Context: an optimization exercise on an open-source flow, tuned for small area. The choices shown serve that exercise and are no tape-out recipe.
In this exercise RTL edits were held to simulation tests only and were not proved equivalent to the original.
Some runs may be left out. An edit can pass the tests and still lose a function that they never use.

### Register map, names as in the netlist, run 1

Drawn at 2 px/um. Other sequential cells in the stronger gray, the rest of the logic in the fainter gray.
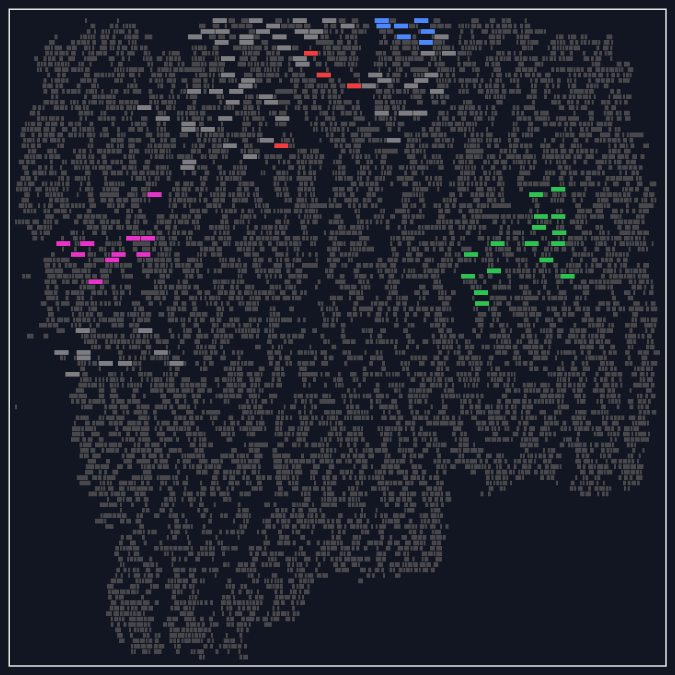
### Routing congestion map, run 1

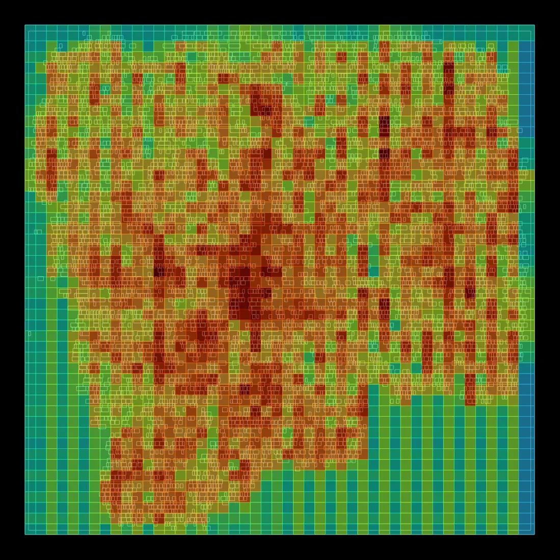
### Signal routing as the flow saved it, run 1

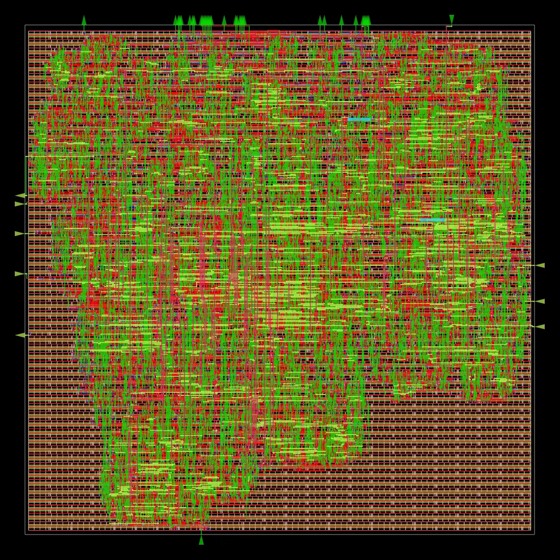
===== flow/config.mk =====
export PLATFORM = sky130hd
export DESIGN_NAME = finalproject
export DESIGN_NICKNAME = finalproject
export VERILOG_FILES = /design/flow/design.v
export SDC_FILE = /design/flow/constraint.sdc
export NUM_CORES = 4
export LEC_CHECK = 0
export CAP_MARGIN = 20
export CORE_MARGIN = 2
export CORE_UTILIZATION = 40
export SLEW_MARGIN = 20

===== flow/constraint.sdc =====
create_clock -name core_clock -period 300.0 [get_ports {clk}]
set_input_delay 60.0000 -clock core_clock [delete_from_list [all_inputs] [get_ports {clk}]]
set_output_delay 60.0000 -clock core_clock [all_outputs]
set_load 0.01 [all_outputs]

===== flow/design.v =====
module sevenseg (input [3:0]A, output reg [7:0]Z);
	always @ (A) begin				 
		case(A)					 
			4'b0000: Z = 8'b11000000;	 
			4'b0001: Z = 8'b11111001;	 
			4'b0010: Z = 8'b10100100;	 
			4'b0011: Z = 8'b10110000;	 
			4'b0100: Z = 8'b10011001;	 
			4'b0101: Z = 8'b10010010;	 
			4'b0110: Z = 8'b10000010;	 
			4'b0111: Z = 8'b11111000;	 
			4'b1000: Z = 8'b10000000;	 
			4'b1001: Z = 8'b10011000;	 
			4'b1010: Z = 8'b10001000;	 
			4'b1011: Z = 8'b10000011;	 
			4'b1100: Z = 8'b11000110;	 
			4'b1101: Z = 8'b10100001;	 
			4'b1110: Z = 8'b10000110; 	 
			4'b1111: Z = 8'b10001110;	 
			default: Z = 8'b11000000;	 
		endcase
	end
endmodule
module finalproject (input clk, rst, A, B, C, D, E, F, output X, output Z, output [7:0] H3, H2, H1, H0);
	parameter MAX_COUNT = 4;						 
	reg [3:0] count;									 
	reg new_clk;										 
	reg tempX, tempZ;
	assign X = tempX;
	assign Z = tempZ;
	reg [3:0] Q3, Q2, Q1, Q0;
	reg [3:0] D3, D2, D1, D0;
	reg [10:0] targetTemp;
	reg [10:0] temp;	
	reg [15:0] bakeTime;
	sevenseg s3(Q3, H3);
	sevenseg s2(Q2, H2);
	sevenseg s1(Q1, H1);
	sevenseg s0(Q0, H0);
	wire tick = (count > MAX_COUNT) && !new_clk;
	always @ (posedge clk) begin
		if (rst) begin
			count <= 0;
			new_clk <= 0;
		end
		else if (count <= MAX_COUNT) begin
			count <= count + 1;
		end
		else begin
			count <= 0;
			new_clk <= ~new_clk;
		end
	end
	always @ (posedge clk) begin
	if (rst) begin
		tempX = 0; tempZ = 0;
		Q3 = 0; Q2 = 0; Q1 = 0; Q0 = 0;
		D3 = 0; D2 = 0; D1 = 0; D0 = 0;
		targetTemp = 300;
		temp = 65;
		bakeTime = 0;
	end
	else if (tick) begin
		D0 = D0 + 1;
		if (D0 == 10) begin
			D0 = 0;
			D1 = D1 + 1;
			if (D1 == 6) begin
				D1 = 0;
				D0 = 0;
				D2 = D2 + 1;
				if (D2 == 10) begin
					D2 = 0;
					D3 = D3 + 1;
					if (D3 == 6) begin
						D3 = 0;
						D2 = 0;
					end
				end
			end
		end
		if (A == 1 && B == 0 && C == 0) begin
			if (temp >= (targetTemp - 2) && (temp <= targetTemp + 2)) begin
				tempX = 1;
			end
			else begin
				tempX = 0;
			end
			if (temp >= 67) begin
				temp = temp - 2;
			end
			if (D == 1 && targetTemp < 900) begin
				targetTemp = targetTemp - 10;
			end
			if (E == 1 && targetTemp > 60) begin
				targetTemp = targetTemp + 10;
			end
			Q0 = (targetTemp % 10);
			Q1 = (targetTemp % 100) / 10;
			Q2 = (targetTemp / 100);
			Q3 = 0;
			if (F == 1) begin
				Q0 = (temp % 10) % 10;
				Q1 = (temp % 100) / 10;
				Q2 = (temp / 100);
				Q3 = 0;
			end
		end
		if (A == 1 && B == 1 && C == 0) begin
			if (temp >= (targetTemp - 2) && (temp <= targetTemp + 2)) begin
				tempX = 1;
			end
			else begin
				tempX = 0;
			end
			if (temp <= (targetTemp)) begin
				temp = temp + 2;
			end
			else begin
				temp = temp - 2;
			end
			if (E == 1 && bakeTime < 3600) begin
				bakeTime = bakeTime + 60;
			end
			if (D == 1) begin
				if (bakeTime >= 60) begin
					bakeTime = bakeTime - 60;
				end
				else begin
					bakeTime = 0;
				end
			end
			Q0 = (bakeTime % 60) % 10;
			Q1 = (bakeTime % 60) / 10;
			Q2 = (bakeTime / 60) % 10;
			Q3 = (bakeTime / 600) % 10;
			if (F == 1) begin
				Q0 = (temp % 10) % 10;
				Q1 = (temp % 100) / 10;
				Q2 = (temp / 100);
				Q3 = 0;
			end
			tempZ = 0;
		end
		if (A == 1 && B == 1 && C == 1) begin
			if (temp >= (targetTemp - 2) && (temp <= targetTemp + 2)) begin
				tempX = 1;
			end
			else begin
				tempX = 0;
			end
			if (temp <= (targetTemp)) begin
				temp = temp + 2;
			end
			else begin
				temp = temp - 2;
			end
			if (bakeTime >= 0) begin
				if (bakeTime > 0) begin
					bakeTime = bakeTime - 1;
				end
				else begin
				end
				if (E == 1 && bakeTime < 3600) begin
					bakeTime = bakeTime + 60;
				end
				if (D == 1) begin
					if (bakeTime >= 60) begin
						bakeTime = bakeTime - 60;
					end
					else begin
						bakeTime = 0;
					end
				end
				if (bakeTime == 0) begin
					tempZ = 1;
				end
				else begin
					tempZ = 0;
				end
			end
			Q0 = (bakeTime % 60) % 10;
			Q1 = (bakeTime % 60) / 10;
			Q2 = (bakeTime / 60) % 10;
			Q3 = (bakeTime / 600) % 10;
			if (F == 1) begin
				Q0 = (temp % 10) % 10;
				Q1 = (temp % 100) / 10;
				Q2 = (temp / 100);
				Q3 = 0;
			end
		end
		if (A == 0) begin
			if (temp >= 67) begin
				temp = temp - 2;
			end
			Q0 = D0;
			Q1 = D1;
			Q2 = D2;
			Q3 = D3;
			if (F == 1) begin
				Q0 = (temp % 10) % 10;
				Q1 = (temp % 100) / 10;
				Q2 = (temp / 100);
				Q3 = 0;
			end
			tempZ = 0;
			tempX = 0;
		end
	end
	end
endmodule

===== flow/run.sh =====
#!/bin/bash
# synth_recipe.tcl (not shown) runs the flow's synth.tcl, then flattens the netlist and writes it again
# the make line also repeats each setting of config.mk as NAME=value (left out here)
make -C /OpenROAD-flow-scripts/flow DESIGN_CONFIG=/design/flow/config.mk WORK_HOME=/design/flow/orfs CLKGATE_MAP_FILE= SYNTH_SCRIPT=/design/flow/synth_recipe.tcl finish

==> flow_metrics.tcl, run 1 <==
set metrics [dict create \
    cts_root_buf "clkbuf_16" \
    synth.distinct_cells 136 \
    synth_top_flop_cell "dfxtp_1" \
    ant_nets 0 \
    worst-path-stages 96 \
    final_cells 7779 \
    fin_tns_setup_ns 0 \
    post-route-drc-count 0 \
    routed_wl_um 158000 \
    dp_cells 7762 \
    met2_length_um 71000 \
    clk_path_buf_depth 2 \
    worst_setup_path_start_kind "input pin" \
    cts_tree "built" \
    min_path_type "reg2reg" \
    setup_violations 0 \
    syn-instance-count 6569 \
    dieArea_um2 107000 \
    status "timing/DRC/antenna clean" \
    slew_headroom 0.195 \
    cts_setup_buffers 0 \
    cts_buffers 9 \
    synth_common_cells "775 x nor2_1, 695 x nand2_1, 532 x a21oi_1, 430 x o21ai_0, 334 x xnor2_1" \
    gr-total-overflow 0 \
    worst_pin_slew_ns 1.20 \
    cp_slowest_stage_delay_ns 0.93 \
    crit_type "in2reg" \
    yosys_warnings 2 \
    grt_max_degree 59 \
    cp_max_fo 26 \
    synth_top_area_cell "xnor2_1" \
    cts_resized 0 \
    critical_path_required_ns 300.29 \
    finClkSkew_ns 0.0176 \
    min-delay-start "count[3]" \
    cts.hold.buffers_added 0 \
    hold_viol_final 0 \
    synth.top_cell.area_share 0.0698 \
    startpoint "D" \
    ys_seq_area_frac 0.0492 \
    fill_cells 11054 \
    dp_hpwl_um 123000 \
    rows 118 \
    grt_pass1_vias 45165 \
    period_share 0.294 \
    htreeDepth 3 \
    r2r_start "targetTemp[5]" \
    synth.most_common_cell "nor2_1" \
    yosys-top-cells-area "xnor2_1 7.0%, nor2_1 6.9%, a21oi_1 6.4%" \
    cts.sinks 103 \
    clock_latency_ns 0.41 \
    port_buffers 37 \
    routabilityCongestion 1.01 \
    nets 6592 \
    synth_edf_count 0 \
    grt_pass1_wl_um 249000 \
    vias_per_cell 6.51 \
    drt-initial-drc-count 4784 \
    clkSlewWorstSetupHoldPaths_ns 0.08 \
    period_needed_ns 88.08 \
    area_delta_synth_final_pct 4.71 \
    slew_violations 0 \
    die_h_um 328 \
    die_w_um 328 \
    ff2ff_path_depth 96 \
    cp-end-kind "flop" \
    grt_setup_unrepaired "no" \
]
-- 'Register map, names as in the netlist' (at the start) --
Key: magenta = `temp` [sequential cells 10]; blue = `H3` [sequential cells 7, where top center]; red = `Q1` [sequential cells 4, where top center]; green = `bakeTime` [sequential cells 16]
register share of the cell area: 0.0470
fin util: 0.423
register area: 2060 um^2

-- 'Routing congestion map' (at the start) --
grt met2 use: 0.456
Top Usage Layer GRT: met2

-- 'Signal routing as the flow saved it' (at the start) --
metal3 WL: 11800 um
M1 WL: 69700 um
total number of vias: 50656
post-DR wirelength/cell: 20.4 um
GRT Overall Usage: 0.280

==> run 1: layout by cell type (no fill, tap or decap), types with 120 or more instances in the layout <==
master	synthesis	layout
nand2_1	695	695
nor2_1	775	772
a21oi_1	532	532
mux2i_1	132	132
ha_1	188	188
nand3_1	249	249
nor3_1	254	254
o21ai_0	430	429
inv_1	199	199
a211oi_1	121	120
xnor2_1	334	330
==> run 1: layout make-up <==
cell class / instances / share of cell area
clock inverters: 6 / 0.00120
repair buffers: 147 / 0.0269
well taps: 1380 / 0.0394
clock buffers: 10 / 0.00545
multi-input cells: 5913 / 0.861
diodes: 1 / 0.0000570
inverters: 219 / 0.0188
flip-flops and latches: 103 / 0.0470
==> run 1: path summary, 6_finish.rpt <==
path         slack [ns]  endpoint
max              211.92     H0[3]
min                0.45  count[2]
max reg2reg      271.59     H0[3]
min reg2reg        0.45  count[2]
==> run 1: metrics by stage <==
| stage | setup slack [ns] | instance area, um^2 | hold WS, ns | util |
|---|---|---|---|---|
| floorplan | 217.64 | 41900 | 0.426 | - |
| global placement | 213.12 | 43600 | 0.444 | 0.420 |
| detailed placement | 212.37 | 43600 | 0.446 | 0.420 |
| CTS | 212.69 | 43900 | 0.458 | 0.423 |
| global route | 209.73 | 43900 | 0.473 | 0.423 |
| finish | 211.92 | 43900 | 0.454 | 0.423 |
==> run 1: registers in the layout, summed over array words and instances (netlist names) <==
register    cells
D0              4
H1              7
tempZ           1
D1              4
Q2              4
new_clk         1
Q0              4
tempX           1
H2              7
D2              4
bakeTime       16
H3              7
Q3              4
Q1              4
count           4
D3              4
H0              7
targetTemp     10
temp           10
==> run 1: metal layers <==
| layer | vias up | global-route usage |
|---|---|---|
| met5 | - | 0 |
| met4 | 4 | 0.0989 |
| met3 | 314 | 0.0312 |
| met2 | 2106 | 0.456 |
| met1 | 23818 | 0.379 |
| li1 | 24414 | - |
==> run 1: kinds of logic after synthesis <==
group                      count (synthesis)  share of synthesized area
AOI/OAI and AO/OA                       2338                      0.381
xor gates and xnor gates                 447                     0.0938
adders and majority gates                226                     0.0660
buffers and inverters                    556                     0.0521
DFF                                      103                     0.0492
muxes                                    183                     0.0467
other                                      1                  0.0000895
and+or+nand+nor                         2715                      0.311
### Local utilization, run 1

Drawn at 1 px/um. The die is cut into 33 by 33 equal tiles; white is low, dark blue is high, 0 to 100% covered.
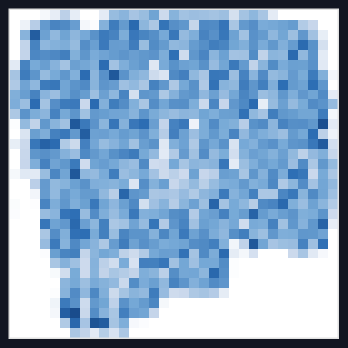

## Run 2: files that changed since run 1, shown whole
==> flow/design.v <==
module sevenseg (input [3:0]A, output [7:0]Z);
	wire [127:0] T = {
		8'b10001110,	 
		8'b10000110,	 
		8'b10100001,	 
		8'b11000110,	 
		8'b10000011,	 
		8'b10001000,	 
		8'b10011000,	 
		8'b10000000,	 
		8'b11111000,	 
		8'b10000010,	 
		8'b10010010,	 
		8'b10011001,	 
		8'b10110000,	 
		8'b10100100,	 
		8'b11111001,	 
		8'b11000000};	 
	assign Z = T[{A, 3'b000} +: 8];
endmodule
module finalproject (input clk, rst, A, B, C, D, E, F, output X, output Z, output [7:0] H3, H2, H1, H0);
	function [3:0] inc10(input [3:0] d);
		inc10 = {(d[3] & ~d[0]) | (d[2] & d[1] & d[0]), d[2] ^ (d[1] & d[0]), d[1] ^ (d[0] & ~d[3]), ~d[0]};
	endfunction
	function [3:0] dec10(input [3:0] d);
		dec10 = {(~d[3] & ~d[2] & ~d[1] & ~d[0]) | (d[3] & d[0]),
		         d[2] ^ (~d[1] & ~d[0] & (d[3] | d[2])),
		         (d[1] & d[0]) | (~d[1] & ~d[0] & (d[3] | d[2])),
		         ~d[0]};
	endfunction
	function [2:0] inc6(input [2:0] d);
		inc6 = {(d[2] & ~d[0]) | (d[1] & d[0]), (d[1] ^ d[0]) & ~d[2], ~d[0]};
	endfunction
	function [2:0] dec6(input [2:0] d);
		dec6 = {(~d[2] & ~d[1] & ~d[0]) | (d[2] & d[0]), (d[1] & d[0]) | (d[2] & ~d[0]), ~d[0]};
	endfunction
	function [2:0] inc5(input [2:0] d);
		inc5 = {d[1] & d[0], d[1] ^ d[0], ~d[0] & ~d[2]};
	endfunction
	function [2:0] dec5(input [2:0] d);
		dec5 = {~d[2] & ~d[1] & ~d[0], (d[1] & d[0]) | d[2], (d[1] & ~d[0]) | d[2]};
	endfunction
	function lt12(input [11:0] a, input [11:0] b);
		integer i;
		begin
			lt12 = 1'b0;
			for (i = 0; i < 12; i = i + 1)
				lt12 = (~a[i] & b[i]) | (~(a[i] ^ b[i]) & lt12);
		end
	endfunction
	reg [2:0] j;
	reg ph;
	wire j5 = j[2] & ~j[1];
	wire tick = j5 & ~ph;
	always @(posedge clk) begin
		if (rst) begin
			j <= 3'b000;
			ph <= 1'b0;
		end else begin
			j <= {j[1:0], ~j[2]};
			ph <= ph ^ j5;
		end
	end
	reg tempX, tempZ;
	assign X = tempX;
	assign Z = tempZ;
	reg [3:0] Q0, Q1, Q2;
	reg [2:0] Q3;
	reg [3:0] d0, d2;
	reg [2:0] d1, d3;
	reg [4:0] th, gh;
	reg [3:0] tt, gt;
	reg [2:0] ta, gb;
	reg [2:0] m10, s10;
	reg [3:0] m1, s1;
	sevenseg s3({1'b0, Q3}, H3);
	sevenseg s2(Q2, H2);
	sevenseg s1_(Q1, H1);
	sevenseg s0(Q0, H0);
	wire m_off = ~A;
	wire m_set = A & ~B & ~C;
	wire m_tim = A & B & C;
	wire m_run = A & B;			 
	wire c0 = (d0 == 4'd9);
	wire c1 = c0 & (d1 == 3'd5);
	wire c2 = c1 & (d2 == 4'd9);
	wire [3:0] nd0 = inc10(d0);
	wire [2:0] nd1 = c0 ? inc6(d1) : d1;
	wire [3:0] nd2 = c1 ? inc10(d2) : d2;
	wire [2:0] nd3 = c2 ? inc6(d3) : d3;
	wire ta4 = (ta == 3'd4);
	wire ta0 = (ta == 3'd0);
	wire tt9 = (tt == 4'd9);
	wire tt0 = (tt == 4'd0);
	wire th0 = (th == 5'd0);
	wire [2:0] ia = inc5(ta);
	wire [3:0] it = ta4 ? inc10(tt) : tt;
	wire [4:0] ih = (ta4 & tt9) ? th + 5'd1 : th;
	wire wrap_t = ta0 & tt0 & th0;
	wire [2:0] da = wrap_t ? 3'd3 : dec5(ta);
	wire [3:0] dt = wrap_t ? 4'd4 : (ta0 ? dec10(tt) : tt);
	wire [4:0] dh = wrap_t ? 5'd20 : ((ta0 & tt0) ? th - 5'd1 : th);
	wire ht_eq = ({th, tt} == {gh, gt});
	wire g_zero = (gh == 5'd0) & (gt == 4'd0) & (gb == 3'd0);
	wire xnew = (ht_eq & (ta == gb) & ~g_zero) |
	            (ht_eq & (ia == gb) & ~ta4) |
	            (ta4 & (gb == 3'd0) & ({ih, it} == {gh, gt}));
	wire t_le = lt12({th, tt, ta}, {gh, gt, gb});
	wire t_ge67 = ~th0 | (tt > 4'd6) | ((tt == 4'd6) & (ta >= 3'd3));
	wire t_inc = m_run & t_le;
	wire t_dec = (m_run & ~t_le) | (~(A & C) & ~(A & B) & t_ge67);
	wire [4:0] nth = t_inc ? ih : (t_dec ? dh : th);
	wire [3:0] ntt = t_inc ? it : (t_dec ? dt : tt);
	wire [2:0] nta = t_inc ? ia : (t_dec ? da : ta);
	wire gt0 = (gt == 4'd0);
	wire gt9 = (gt == 4'd9);
	wire gh0 = (gh == 5'd0);
	wire g_lt900 = (gh < 5'd9);
	wire g_gt60 = ~gh0 | (gt > 4'd6) | ((gt == 4'd6) & (gb != 3'd0));
	wire g_gt70 = ~gh0 | (gt > 4'd7) | ((gt == 4'd7) & (gb != 3'd0));
	wire g_lt10 = gh0 & gt0;
	wire g_dA = D & g_lt900;
	wire g_eA = E & (g_dA ? (g_gt70 | g_lt10) : g_gt60);
	wire g_up = m_set & g_eA & ~g_dA;
	wire g_dn = m_set & g_dA & ~g_eA;
	wire wrap_gu = (gh == 5'd20) & ((gt == 4'd4) | ((gt == 4'd3) & (gb == 3'd4)));
	wire [2:0] ub = wrap_gu ? inc5(gb) : gb;
	wire [3:0] ut = wrap_gu ? 4'd0 : inc10(gt);
	wire [4:0] uh = wrap_gu ? 5'd0 : (gt9 ? gh + 5'd1 : gh);
	wire [2:0] vb = g_lt10 ? dec5(gb) : gb;
	wire [3:0] vt = g_lt10 ? ((gb == 3'd0) ? 4'd3 : 4'd4) : dec10(gt);
	wire [4:0] vh = g_lt10 ? 5'd20 : (gt0 ? gh - 5'd1 : gh);
	wire [4:0] ngh = g_up ? uh : (g_dn ? vh : gh);
	wire [3:0] ngt = g_up ? ut : (g_dn ? vt : gt);
	wire [2:0] ngb = g_up ? ub : (g_dn ? vb : gb);
	wire bs1 = (s1 == 4'd0);
	wire bs10 = bs1 & (s10 == 3'd0);
	wire bm1 = bs10 & (m1 == 4'd0);
	wire b_zero = bm1 & (m10 == 3'd0);
	wire b_sub = m_tim & ~b_zero;
	wire [3:0] s1a = b_sub ? dec10(s1) : s1;
	wire [2:0] s10a = (b_sub & bs1) ? dec6(s10) : s10;
	wire [3:0] m1a = (b_sub & bs10) ? dec10(m1) : m1;
	wire [2:0] m10a = (b_sub & bm1) ? m10 - 3'd1 : m10;
	wire ma_60 = (m10a == 3'd6);
	wire m1a0 = (m1a == 4'd0);
	wire ma_0 = (m10a == 3'd0) & m1a0;
	wire m_up = m_run & E & ~D & ~ma_60;
	wire m_dn = m_run & D & (E ? ma_60 : ~ma_0);
	wire b_clr = m_run & D & ~E & ma_0;
	wire [3:0] nm1 = m_up ? inc10(m1a) : (m_dn ? dec10(m1a) : m1a);
	wire [2:0] nm10 = (m_up & (m1a == 4'd9)) ? m10a + 3'd1 : ((m_dn & m1a0) ? m10a - 3'd1 : m10a);
	wire [2:0] ns10 = b_clr ? 3'd0 : s10a;
	wire [3:0] ns1 = b_clr ? 4'd0 : s1a;
	wire nb_zero = (nm10 == 3'd0) & (nm1 == 4'd0) & (ns10 == 3'd0) & (ns1 == 4'd0);
	always @(posedge clk) begin
		if (rst) begin
			tempX <= 1'b0; tempZ <= 1'b0;
			Q3 <= 3'd0; Q2 <= 4'd0; Q1 <= 4'd0; Q0 <= 4'd0;
			d3 <= 3'd0; d2 <= 4'd0; d1 <= 3'd0; d0 <= 4'd0;
			th <= 5'd0; tt <= 4'd6; ta <= 3'd2;
			gh <= 5'd3; gt <= 4'd0; gb <= 3'd0;
			m10 <= 3'd0; m1 <= 4'd0; s10 <= 3'd0; s1 <= 4'd0;
		end else if (tick) begin
			d3 <= nd3; d2 <= nd2; d1 <= nd1; d0 <= nd0;
			th <= nth; tt <= ntt; ta <= nta;
			gh <= ngh; gt <= ngt; gb <= ngb;
			m10 <= nm10; m1 <= nm1; s10 <= ns10; s1 <= ns1;
			if (m_off) begin
				tempX <= 1'b0;
				tempZ <= 1'b0;
			end else if (~(~B & C)) begin
				tempX <= xnew;
				if (B) tempZ <= C & nb_zero;
			end
			if (~(A & ~B & C)) begin
				if (F) begin
					Q0 <= {nta, 1'b1}; Q1 <= ntt; Q2 <= nth[3:0]; Q3 <= 3'd0;
				end else if (m_off) begin
					Q0 <= nd0; Q1 <= {1'b0, nd1}; Q2 <= nd2; Q3 <= nd3;
				end else if (m_set) begin
					Q0 <= {ngb, 1'b0}; Q1 <= ngt; Q2 <= ngh[3:0]; Q3 <= 3'd0;
				end else begin
					Q0 <= ns1; Q1 <= {1'b0, ns10}; Q2 <= nm1; Q3 <= nm10;
				end
			end
		end
	end
endmodule
### Local utilization, run 2

Drawn at 3 px/um. The die is cut into 13 by 13 equal tiles; white is low, dark blue is high, 0 to 100% covered.
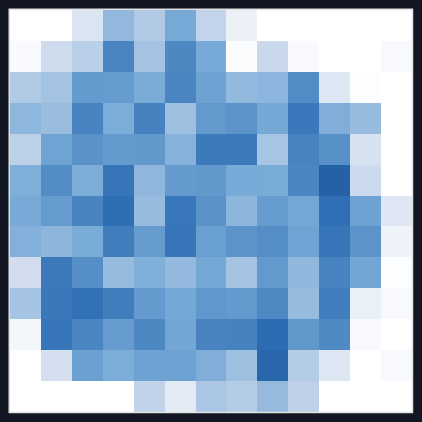
The emptiest ninth of the die: upper right. 1.8% of the tiles are over 75% full. 15% of the tiles are nearly empty.
Initial Util: 0.408
fin util: 0.455
core box area: 16500 um^2

### Routing congestion map, run 2

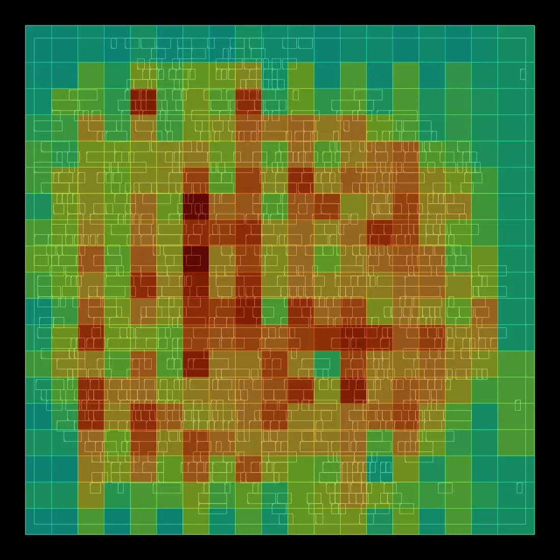
GRT Overall Usage: 0.222
grt met1 use: 0.305

### M1 wires, run 2

Drawn at 3 px/um. Supply wires on this layer in gray. Cells faint in the background.
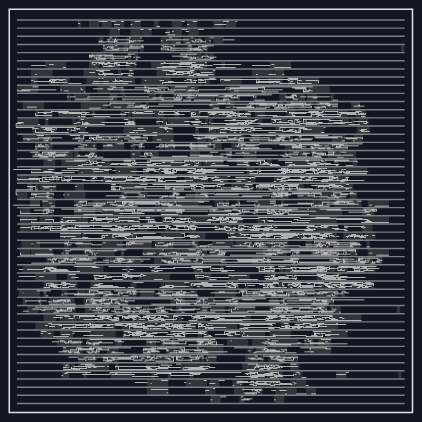
The wires run mostly horizontal. 898 nets have wire on it. The longest straight run is 43.7 um.
total number of vias: 6578
Routed WL: 19600 um

==> flow_metrics.tcl, run 2 <==
set metrics [dict create \
    syn-instance-count 917 \
    min-delay-start "j[2]" \
    top_layer "met4" \
    grt_setup_unrepaired "no" \
    worst_setup_path_start_kind "input pin" \
    seq_area_um2 1460 \
    met3_usage 0.0310 \
    layout_commonest_cell "nor2_1" \
    syn_area_per_cell_um2 7.36 \
    drive_above_1_share 0.0587 \
    slew_headroom 0.306 \
    cts_buffers 9 \
    drt-initial-drc-count 579 \
    cts_root_buf "clkbuf_16" \
    htreeDepth 3 \
    dp_cells 1125 \
    worstHoldEndpoint "j[0]" \
    r2r_slack_ns 295.81 \
    drv_cap 0 \
    grt_max_degree 64 \
    yosys-top-cells-area "dfxtp_1 22%, ha_1 9.5%, nor2_1 6.4%" \
    gr-total-overflow 0 \
    wirelength_met1_um 9090 \
    synth.distinct_cells 82 \
    nets 975 \
    die_w_um 134 \
    min_delay_path_depth 1 \
    fin_tns_setup_ns 0 \
    fill_cells 1667 \
    worst_pin_slew_ns 1.03 \
    hold_viol_final 0 \
    grt_pass1_vias 6066 \
    die_h_um 134 \
    async_flop_share 0 \
    top_usage_layer "met2" \
    synth.most_common_cell "nor2_1" \
    clk_path_buf_depth 2 \
    timing.fmax_mhz 15.6 \
    cts_resized 0 \
    setup_violations 0 \
    cts_setup_buffers 0 \
    r2r_start "s1[1]" \
    synth_top_flop_cell "dfxtp_1" \
    dp_hpwl_um 14800 \
    yosys_warnings 1 \
    wl_per_cell_um 17.2 \
    post_dp_cell_area_um2 7200 \
    fin_area_um2 7510 \
    area_delta_synth_final_pct 11.4 \
    synth_common_cells "115 x nor2_1, 88 x nand2_1, 73 x dfxtp_1, 56 x a21oi_1, 51 x ha_1" \
    antenna_found_initial 0 \
    synth.ff_latch_count 73 \
    ys_seq_area_frac 0.217 \
    cts.hold.buffers_added 0 \
    clkSlewWorstSetupHoldPaths_ns 0.06 \
    min_path_type "reg2reg" \
    ff2ff_path_depth 13 \
    wl_met3_um 979 \
    cp-end-kind "flop" \
    arrival_ns 64.29 \
    period_needed_ns 64.02 \
    ant_nets 0 \
    rr_endpoint "Q3[2]" \
    syn_area_um2 6750 \
    finClkSkew_ns 0.00807 \
    first_pass_iters 7 \
    rows 47 \
    top_level_ports 42 \
    cp_max_fo 19 \
    vias_per_cell 5.77 \
    final_cell_mix "115 x nor2_1, 88 x nand2_1, 73 x dfxtp_1" \
    routabilityCongestion 0.933 \
    met2_length_um 9160 \
    grt.met2_usage 0.364 \
    crit_type "in2reg" \
    status "timing/DRC/antenna clean" \
    final_cells 1140 \
    multi_input_area_um2 4850 \
    synth_top_area_cell "dfxtp_1" \
    period_share 0.213 \
    critical_path_required_ns 300.27 \
    cts_tree "built" \
    dieArea_um2 17900 \
    clock_latency_ns 0.35 \
    synth.top_cell.area_share 0.217 \
    n_antenna_cell 0 \
    post-route-drc-count 0 \
    synth_edf_count 0 \
    slew_violations 0 \
    grt_pass1_wl_um 32000 \
    cts.sinks 73 \
    port_buffers 37 \
]
-- run 2: cell types whose count changed in the layout (fill, tap and decap cells not counted), moves of 100 or more --
| cell | change |
|---|---|
| nand2_1 | -607 |
| nor2_1 | -657 |
| ha_1 | -138 |
| inv_1 | -149 |
| a211oi_1 | -100 |
| o21ai_0 | -387 |
| nand3_1 | -219 |
| xnor2_1 | -304 |
| a21oi_1 | -476 |
| buf_4 | -105 |
| nor3_1 | -231 |
| o211ai_1 | -110 |
-- run 2: per-stage QoR --
step	setup WS, ns	hold slack, ns	utilization
6_report	235.98	0.410	0.455
5_1_grt	235.64	0.437	0.455
4_1_cts	236.07	0.418	0.455
3_5_place_dp	235.71	0.406	0.436
3_3_place_gp	235.72	0.408	0.436
2_1_floorplan	236.51	0.385	-
-- run 2: area by class of cell --
type,count,area share
multi-input cells,737,0.646
flip-flops and latches,73,0.194
repair buffers,44,0.0556
well taps,220,0.0366
clock buffers,12,0.0355
inverters,51,0.0255
clock inverters,3,0.00633
-- run 2: worst max-delay path by stage --
stage | from | to | slack, ns | cells after the start
after floorplan | B | Q3[0] | 236.51 | 14
after global placement | A | tempZ | 235.72 | 15
after detailed placement | A | Q3[0] | 235.71 | 15
after CTS | A | Q3[2] | 236.07 | 15
after global routing | A | Q3[2] | 235.64 | 15
final | A | Q3[2] | 235.98 | 15
-- run 2: cells by family after synthesis --
kind of cell | synth area share
xor gates and xnor gates | 0.0480
and+or+nand+nor | 0.275
DFF | 0.217
adders and majority gates | 0.0961
buffers and inverters | 0.0660
AOI/OAI and AO/OA | 0.226
other | 0.000556
muxes | 0.0714
-- run 2: worst max-delay path, cell delays in order --
cell and delay, ns:
clkdlybuf4s50_1 0.45, buf_4 0.22, nand4b_1 0.32, or3_1 0.42, or3_1 0.41, mux2i_1 0.32
inv_1 0.11, ha_1 0.20, ha_1 0.20, or2_2 0.30, a2111oi_4 0.51, mux2i_1 0.16
a211oi_1 0.37, nand3_1 0.11, a31oi_1 0.16

[re-timing with driven ports]
No port has a modelled driver above. Below, the same layouts with a new extraction and two added sets of constraints.
Step 1: set_driving_cell puts a clkbuf_16 on clk and a buf_2 on each other input, an assumption about the parent block.
Step 2 times the ports against the registers' clock, not the clock port: input delays grow and output delays shrink by t, the midpoint of the rising clock arrivals with the driver on.
Slacks: ideal / step 1 / step 2; pairs: ideal / step 1.
run	shift t [ns]	slack for setup (ns)	slew at the worst register clock pin (ns)
run 1	0.461	211.917 / 211.950 / 211.489	0.09 / 0.09
run 2	0.384	235.982 / 235.998 / 235.614	0.06 / 0.06
After both steps every run listed still meets setup and hold. The setup slack of run 1, which loses most, moves by +0.033 ns with the drivers and by -0.428 ns with both steps.
